What follows belongs to an exercise in optimizing a design on an open flow for small area; a production flow would make more cautious choices. In this exercise RTL edits were held to simulation tests only and were not proved equivalent to the original. Power figures rest on the tool's default switching activity, not on a simulated workload.

## design.v

```verilog
`timescale 1ns / 1ps
module ascii_convert(
input      [7:0] asciiIn,
output reg [7:0] segmentOut
 );
always @ (*)
begin
	case(asciiIn)
		"0" : segmentOut = 8'b11000000;  
		"1" : segmentOut = 8'b11001111;  
		"2" : segmentOut = 8'b10100100;  
		"3" : segmentOut = 8'b10110000;  
		"4" : segmentOut = 8'b10011001;  
		"5" : segmentOut = 8'b10010010;  
		"6" : segmentOut = 8'b10000011;  
		"7" : segmentOut = 8'b11111000;  
		"8" : segmentOut = 8'b10000000;  
		"9" : segmentOut = 8'b10011000;  
		"A" : segmentOut = 8'b10001000;  
		"B" : segmentOut = 8'b10000011;  
		"C" : segmentOut = 8'b11000110;  
		"D" : segmentOut = 8'b10100001;  
		"E" : segmentOut = 8'b10000110;  
		"F" : segmentOut = 8'b10001110;  
		default : segmentOut = 8'b11111111;  
	endcase
end
endmodule
`timescale 1ns / 1ps
module ascii_to_7seg(
input [7:0] asciiOne,
input [7:0] asciiTwo,
input [7:0] asciiThree,
input [7:0] asciiFour,
output [7:0] sevenSegOne,
output [7:0] sevenSegTwo,
output [7:0] sevenSegThree,
output [7:0] sevenSegFour
    );
ascii_convert asciiOneConvert(
.asciiIn(asciiOne),
.segmentOut(sevenSegOne)
);
ascii_convert asciiTwoConvert(
.asciiIn(asciiTwo),
.segmentOut(sevenSegTwo)
);
ascii_convert asciiThreeConvert(
.asciiIn(asciiThree),
.segmentOut(sevenSegThree)
);
ascii_convert asciiFourConvert(
.asciiIn(asciiFour),
.segmentOut(sevenSegFour)
);
endmodule
`timescale 1ns / 1ps
module digit_driver(
        input CLK,
        input RESET,
        input [31:0] cyclesPerStrobe,
        input [7:0] digitOne,
        input [7:0] digitTwo,
        input [7:0] digitThree,
        input [7:0] digitFour,
        output reg [6:0] SegOut,
        output [3:0] AnOut,
        output reg DpOut
);
reg [3:0] an_inverted;
assign AnOut = ~an_inverted;
reg [31:0] ticker;
reg tickerClock;
wire tickerRise = (ticker >= cyclesPerStrobe);
always @ (posedge CLK or posedge RESET)
begin
    if(RESET)
        begin
            ticker <= 0;
            tickerClock <= 0;
        end
    else if(tickerRise)  
        begin
            ticker <= 0;
            tickerClock <= 1;
        end
        else
        begin
            ticker <= ticker + 1;
            tickerClock <= 0;	
        end
end
always @ (posedge CLK or posedge RESET)
begin
    if(RESET)
    begin
        an_inverted <= 4'b0;
    end
    else if(tickerRise)
    begin
    if(an_inverted == 4'b0)
    begin
        an_inverted <= 4'b0001;
    end
    else if(an_inverted >= 4'b1000)
    begin
        an_inverted <= 4'b0001;
    end
    else
    begin
        an_inverted <= an_inverted << 1;
    end
    end
end
always @ (posedge CLK or posedge RESET)
begin
    if(RESET)
    begin
        SegOut <= 7'b1111111;
        DpOut <= 1'b1;
    end
    else if(tickerClock)
    begin
	case(an_inverted)
        4'b1000:
        begin
            SegOut <= digitOne[6:0];  
				DpOut <= digitOne[7];
        end
        4'b0100:
        begin
            SegOut <= digitTwo[6:0];  
				DpOut <= digitTwo[7];
        end
        4'b0010:
        begin
            SegOut <= digitThree[6:0];  
				DpOut <= digitThree[7];
        end
        4'b0001:
        begin
            SegOut <= digitFour[6:0];  
				DpOut <= digitFour[7];
        end
        default:
        begin
            SegOut <= 7'b1111111; 
        end
    endcase
    end
end
endmodule
`timescale 1ns / 1ps
module digit_scroll(
	input CLK,
	input [31:0] cyclesPerStrobe,
	input RESET,
	output reg [7:0] asciiOne,
	output reg [7:0] asciiTwo,
	output reg [7:0] asciiThree,
	output reg [7:0] asciiFour
);
localparam STRING_TO_DISPLAY = "0123456789ABCDEF ";
localparam STRING_LENGTH = 17;
reg [(8*STRING_LENGTH)-1:0] stringvar;
reg [31:0] ticker;
reg tickerClock;
wire tickerRise = (ticker >= cyclesPerStrobe);
always @ (posedge CLK or posedge RESET)
begin
    if(RESET)
        begin
            ticker <= 0;
            tickerClock <= 0;
        end
    else if(tickerRise)  
        begin
            ticker <= 0;
            tickerClock <= 1;
        end
        else
        begin
            ticker <= ticker + 1;
            tickerClock <= 0;	
        end
end
always @ (posedge CLK or posedge RESET)
begin
	if(RESET)
	begin
		stringvar  <= STRING_TO_DISPLAY;
	   asciiOne   <= 8'b11111111;
		asciiTwo   <= 8'b11111111;
		asciiThree <= 8'b11111111;
		asciiFour  <= 8'b11111111;
	end
	else if(tickerRise)
	begin
		asciiOne   <= asciiTwo;
		asciiTwo   <= asciiThree;
		asciiThree <= asciiFour;
		asciiFour  <= stringvar[7:0]; 
		stringvar <= stringvar << 8;
		stringvar[7:0] <= stringvar[(8*STRING_LENGTH)-1:(8*STRING_LENGTH)-8];
	end
end
endmodule
`timescale 1ns / 1ps
module seven_seg_demo(     
input CLK,
input btn,
output [6:0] seg,
output [3:0] an,
output dp
);    
wire [7:0] sevenSegOne;
wire [7:0] sevenSegTwo;
wire [7:0] sevenSegThree;
wire [7:0] sevenSegFour;
wire [7:0] asciiOneWire;
wire [7:0] asciiTwoWire;
wire [7:0] asciiThreeWire;
wire [7:0] asciiFourWire;
digit_scroll digit_scroll(
	.CLK(CLK),
	.RESET(btn),
	.cyclesPerStrobe(40000),
	.asciiOne(asciiOneWire),
	.asciiTwo(asciiTwoWire),
	.asciiThree(asciiThreeWire),
	.asciiFour(asciiFourWire)
);
ascii_to_7seg ascii_to_7seg(
	.asciiOne(asciiOneWire),
	.asciiTwo(asciiTwoWire),
	.asciiThree(asciiThreeWire),
	.asciiFour(asciiFourWire),
	.sevenSegOne(sevenSegOne),
	.sevenSegTwo(sevenSegTwo),
	.sevenSegThree(sevenSegThree),
	.sevenSegFour(sevenSegFour)
);
digit_driver digit_driver(
	.CLK(CLK),
	.RESET(btn),
	.cyclesPerStrobe(50),
	.digitOne(sevenSegOne),
	.digitTwo(sevenSegTwo),
	.digitThree(sevenSegThree),
	.digitFour(sevenSegFour),
	.SegOut(seg),
	.AnOut(an),
	.DpOut(dp)
);
endmodule
```

## config.mk

```make
export PLATFORM = sky130hd
export DESIGN_NAME = seven_seg_demo
export DESIGN_NICKNAME = seven_seg_demo
export VERILOG_FILES = /design/flow/design.v
export SDC_FILE = /design/flow/constraint.sdc
export NUM_CORES = 4
export LEC_CHECK = 0
export CAP_MARGIN = 20
export CORE_MARGIN = 2
export CORE_UTILIZATION = 40
export SLEW_MARGIN = 20
```

## constraint.sdc

```tcl
create_clock -name core_clock -period 10.0 [get_ports {CLK}]
set_input_delay 2.0000 -clock core_clock [delete_from_list [all_inputs] [get_ports {CLK}]]
set_output_delay 2.0000 -clock core_clock [all_outputs]
set_load 0.01 [all_outputs]
```

## run.sh

```bash
#!/bin/bash
# synth_recipe.tcl (not shown) runs the flow's synth.tcl, then flattens the netlist and writes it again
# the make line also repeats each setting of config.mk as NAME=value (left out here)
make -C /OpenROAD-flow-scripts/flow DESIGN_CONFIG=/design/flow/config.mk WORK_HOME=/design/flow/orfs CLKGATE_MAP_FILE= SYNTH_SCRIPT=/design/flow/synth_recipe.tcl finish
```

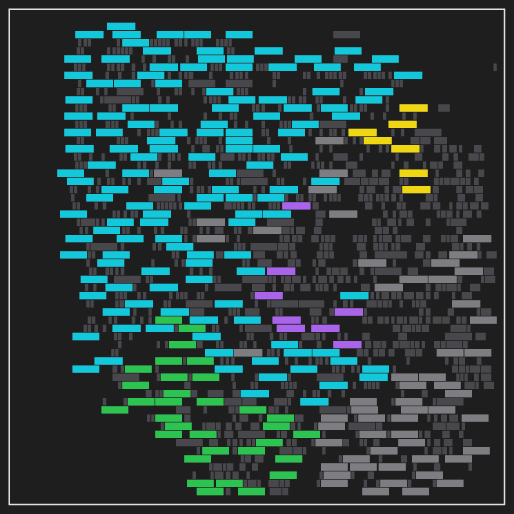
(images/ff_map.png)
(3 px per µm) Other sequential cells in the stronger gray, the rest of the logic in the fainter gray.
Key: purple = `digit_scroll.asciiThree` [sequential cells 8]; green = `digit_scroll.ticker` [sequential cells 32]; yellow = `digit_scroll.asciiOne` [sequential cells 7, where top right]; cyan = `digit_scroll.stringvar` [sequential cells 134]

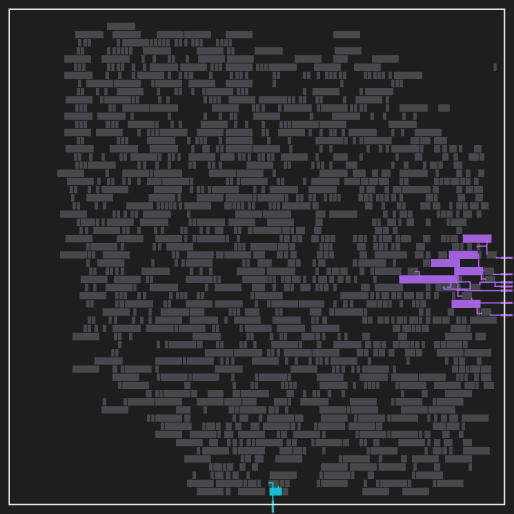
(images/port_trees.png)
(3 px per µm)
Key: cyan = `btn` [direction input, edge bottom, end cells 1, buffers 1, wire 10.1 µm]; purple = `seg` [direction output, edge right, end cells 7, buffers 7, wire 123 µm]
I/O Pins: 14
Port Buffers: 12

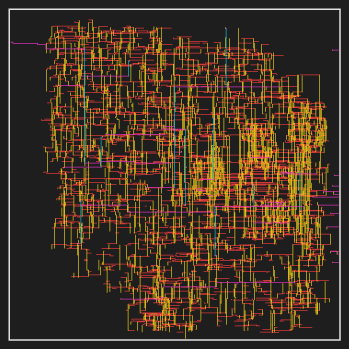
(images/layers.png)
(2 px per µm)
Key: magenta = M3 [wire length 612 µm]; cyan = M4 [wire length 304 µm]; yellow = M2 [wire length 8720 µm]; red = M1 [wire length 9320 µm]
via count: 7357
GR Util All Layers: 0.147
drt wl/cell: 12.7 µm
Post-Route WL: 19.0 mm

==> results by group <==
Clocking
  – Post-CTS setup buffer count: 0
  – Post_cts resized: 0
  – CTS tree: done

Setup path
  – CP Class: flop to primary output
  – CP max stage delay: 0.54 ns
  – Launching point of the worst reg2reg path: digit_scroll.ticker[8]
  – Top fanout value on the critical path: 8

Global route
  – First-pass GRT wire length: between 30 and 40 mm

Outcome
  – Status: complete, no violations

Power
  – Leakage: 0.00547 µW
  – Clock Power Share: 0.490

Die
  – Die extent in y: 165 µm
  – Standard-cell rows: between 50 and 60

STA
  – Fin Clk Skew: 0.00871 ns
  – RSZ-0062 raised after global routing: false
  – Clock period minus worst slack: between 3 and 4 ns
  – Max Transition Viols Final: 0
  – Hold Slack: 0.449 ns

Finish
  – Register area: about 0.0060 mm²
  – Final Non-Filler Cells: between 1000 and 1500

Logic synthesis
  – Seq/Total Area, Yosys: 0.582
  – Post-synth EDFFs: 0
  – Synth area leaders: dfrtp_1, dfstp_2, nand2_1
  – Synth top area share: 0.374
  – Yosys reg bits: roughly 240
  – Asr flop ratio synth: 1.00

Placed design
  – Placed Instances: 1450
  – Routability congestion estimate: approximately 0.86
==> flip-flops by register name (all words and copies together), names as in the netlist <==
signal                    count
digit_scroll.asciiOne         7
digit_driver.ticker          32
digit_scroll.stringvar      134
digit_driver.tickerClock      1
digit_scroll.ticker          32
digit_scroll.asciiThree       8
digit_scroll.asciiFour        5
digit_driver.SegOut           7
digit_scroll.asciiTwo         6
digit_driver.an_inverted      4
==> power by group through the flow <==
stage | Sequential (µW) | Clock (µW) | Combinational [µW]
after CTS | 968 | 980 | 23.2
after global placement | 984 | 0 | 22.9
after global routing | 968 | 1020 | 26.8
final | 968 | 950 | 21.5
after floorplan | 983 | 0 | 16.1
after detailed placement | 984 | 0 | 23.1
==> worst max path at each step <==
stage                                       end  depth (start not counted)
floorplan           digit_driver.an_inverted[0]                          1
global placement     digit_scroll.stringvar[34]                          3
detailed placement   digit_scroll.stringvar[50]                          3
CTS                                       an[3]                          2
global route                              an[0]                          2
finish                                    an[3]                          2
==> final cells by class <==
cell class,count,share of cell area
tap,330,0.0355
clock buffer,40,0.0691
multi-input combinational,853,0.354
sequential,236,0.516
inverter,14,0.00516
clock inverter,8,0.00613
timing repair buffer,17,0.0135
==> stage by stage <==
step                       util  total power, µW  instance area [µm²]
after floorplan               -              999                10500
after global placement    0.426             1010                10800
after detailed placement  0.426             1010                10800
after CTS                 0.461             1970                11600
after global routing      0.461             2020                11600
final                     0.461             1940                11600
==> cells by family after synthesis <==
logic type | count (synthesis) | share of synthesized area
buffers and inverters | 82 | 0.0344
adders and majority gates | 7 | 0.00776
xor gates and xnor gates | 16 | 0.0136
DFF | 236 | 0.582
muxes | 3 | 0.00291
AOI/OAI and AO/OA | 141 | 0.0898
and+or+nand+nor | 643 | 0.268
other | 2 | 0.000728
==> per-layer routing <==
metal  track usage  wire, µm
met2         0.239      8720
met4        0.0352       303
met5             0         0
met3        0.0251       612
met1         0.205      9320
==> cells in the final DEF, fill, tap and decap left out, types with 5 or more instances in the layout <==
cell,count
a211oi_1,6
nor3_1,14
nand2_1,482
clkbuf_1,5
xor2_1,10
o21ai_0,30
xnor2_1,6
nor2_1,61
nand3_1,14
clkinv_2,5
o31ai_1,5
a31oi_1,12
nand4_1,5
dfstp_2,82
nor4_1,12
and3_1,5
a21oi_1,34
clkbuf_16,27
dfrtp_1,154
clkdlybuf4s50_1,12
inv_1,13
nand2b_1,10
buf_4,5
clkbuf_8,8
or3_1,6
conb_1,43
==> tightest hold or removal path: cells and delay by family, from the launching register on <==
family | cells | cell delay, ns
flops | 1 | 0.36
simple gates | 2 | 0.08

==> port drivers added, routing unchanged <==
Ports are ideal in the flow. The routed layout listed here was re-timed in OpenROAD. Step 1 assumes that a clkbuf_16 drives the clock port and a buf_2 every other input. Step 2, shift: input delay + t, output delay - t, t = (earliest + latest rising clock arrival at the registers) / 2. This alone moves slack from input paths to output paths. a / b / c = ideal ports / drivers / drivers and shift; a / b = the first two.
t (ns): 0.559
slack for setup (ns): 6.332 / 6.286 / 6.120
worst setup path after step 2: input, reset recovery
worst register clock-pin slew, ns: 0.06 / 0.06
worst data-port slew with drivers (ns): 0.03
After both steps setup and hold are still met in this run. For this run, drivers alone change the setup slack by -0.046 ns; drivers and shift together by -0.212 ns. The worst setup slack also covers recovery checks on asynchronous resets.
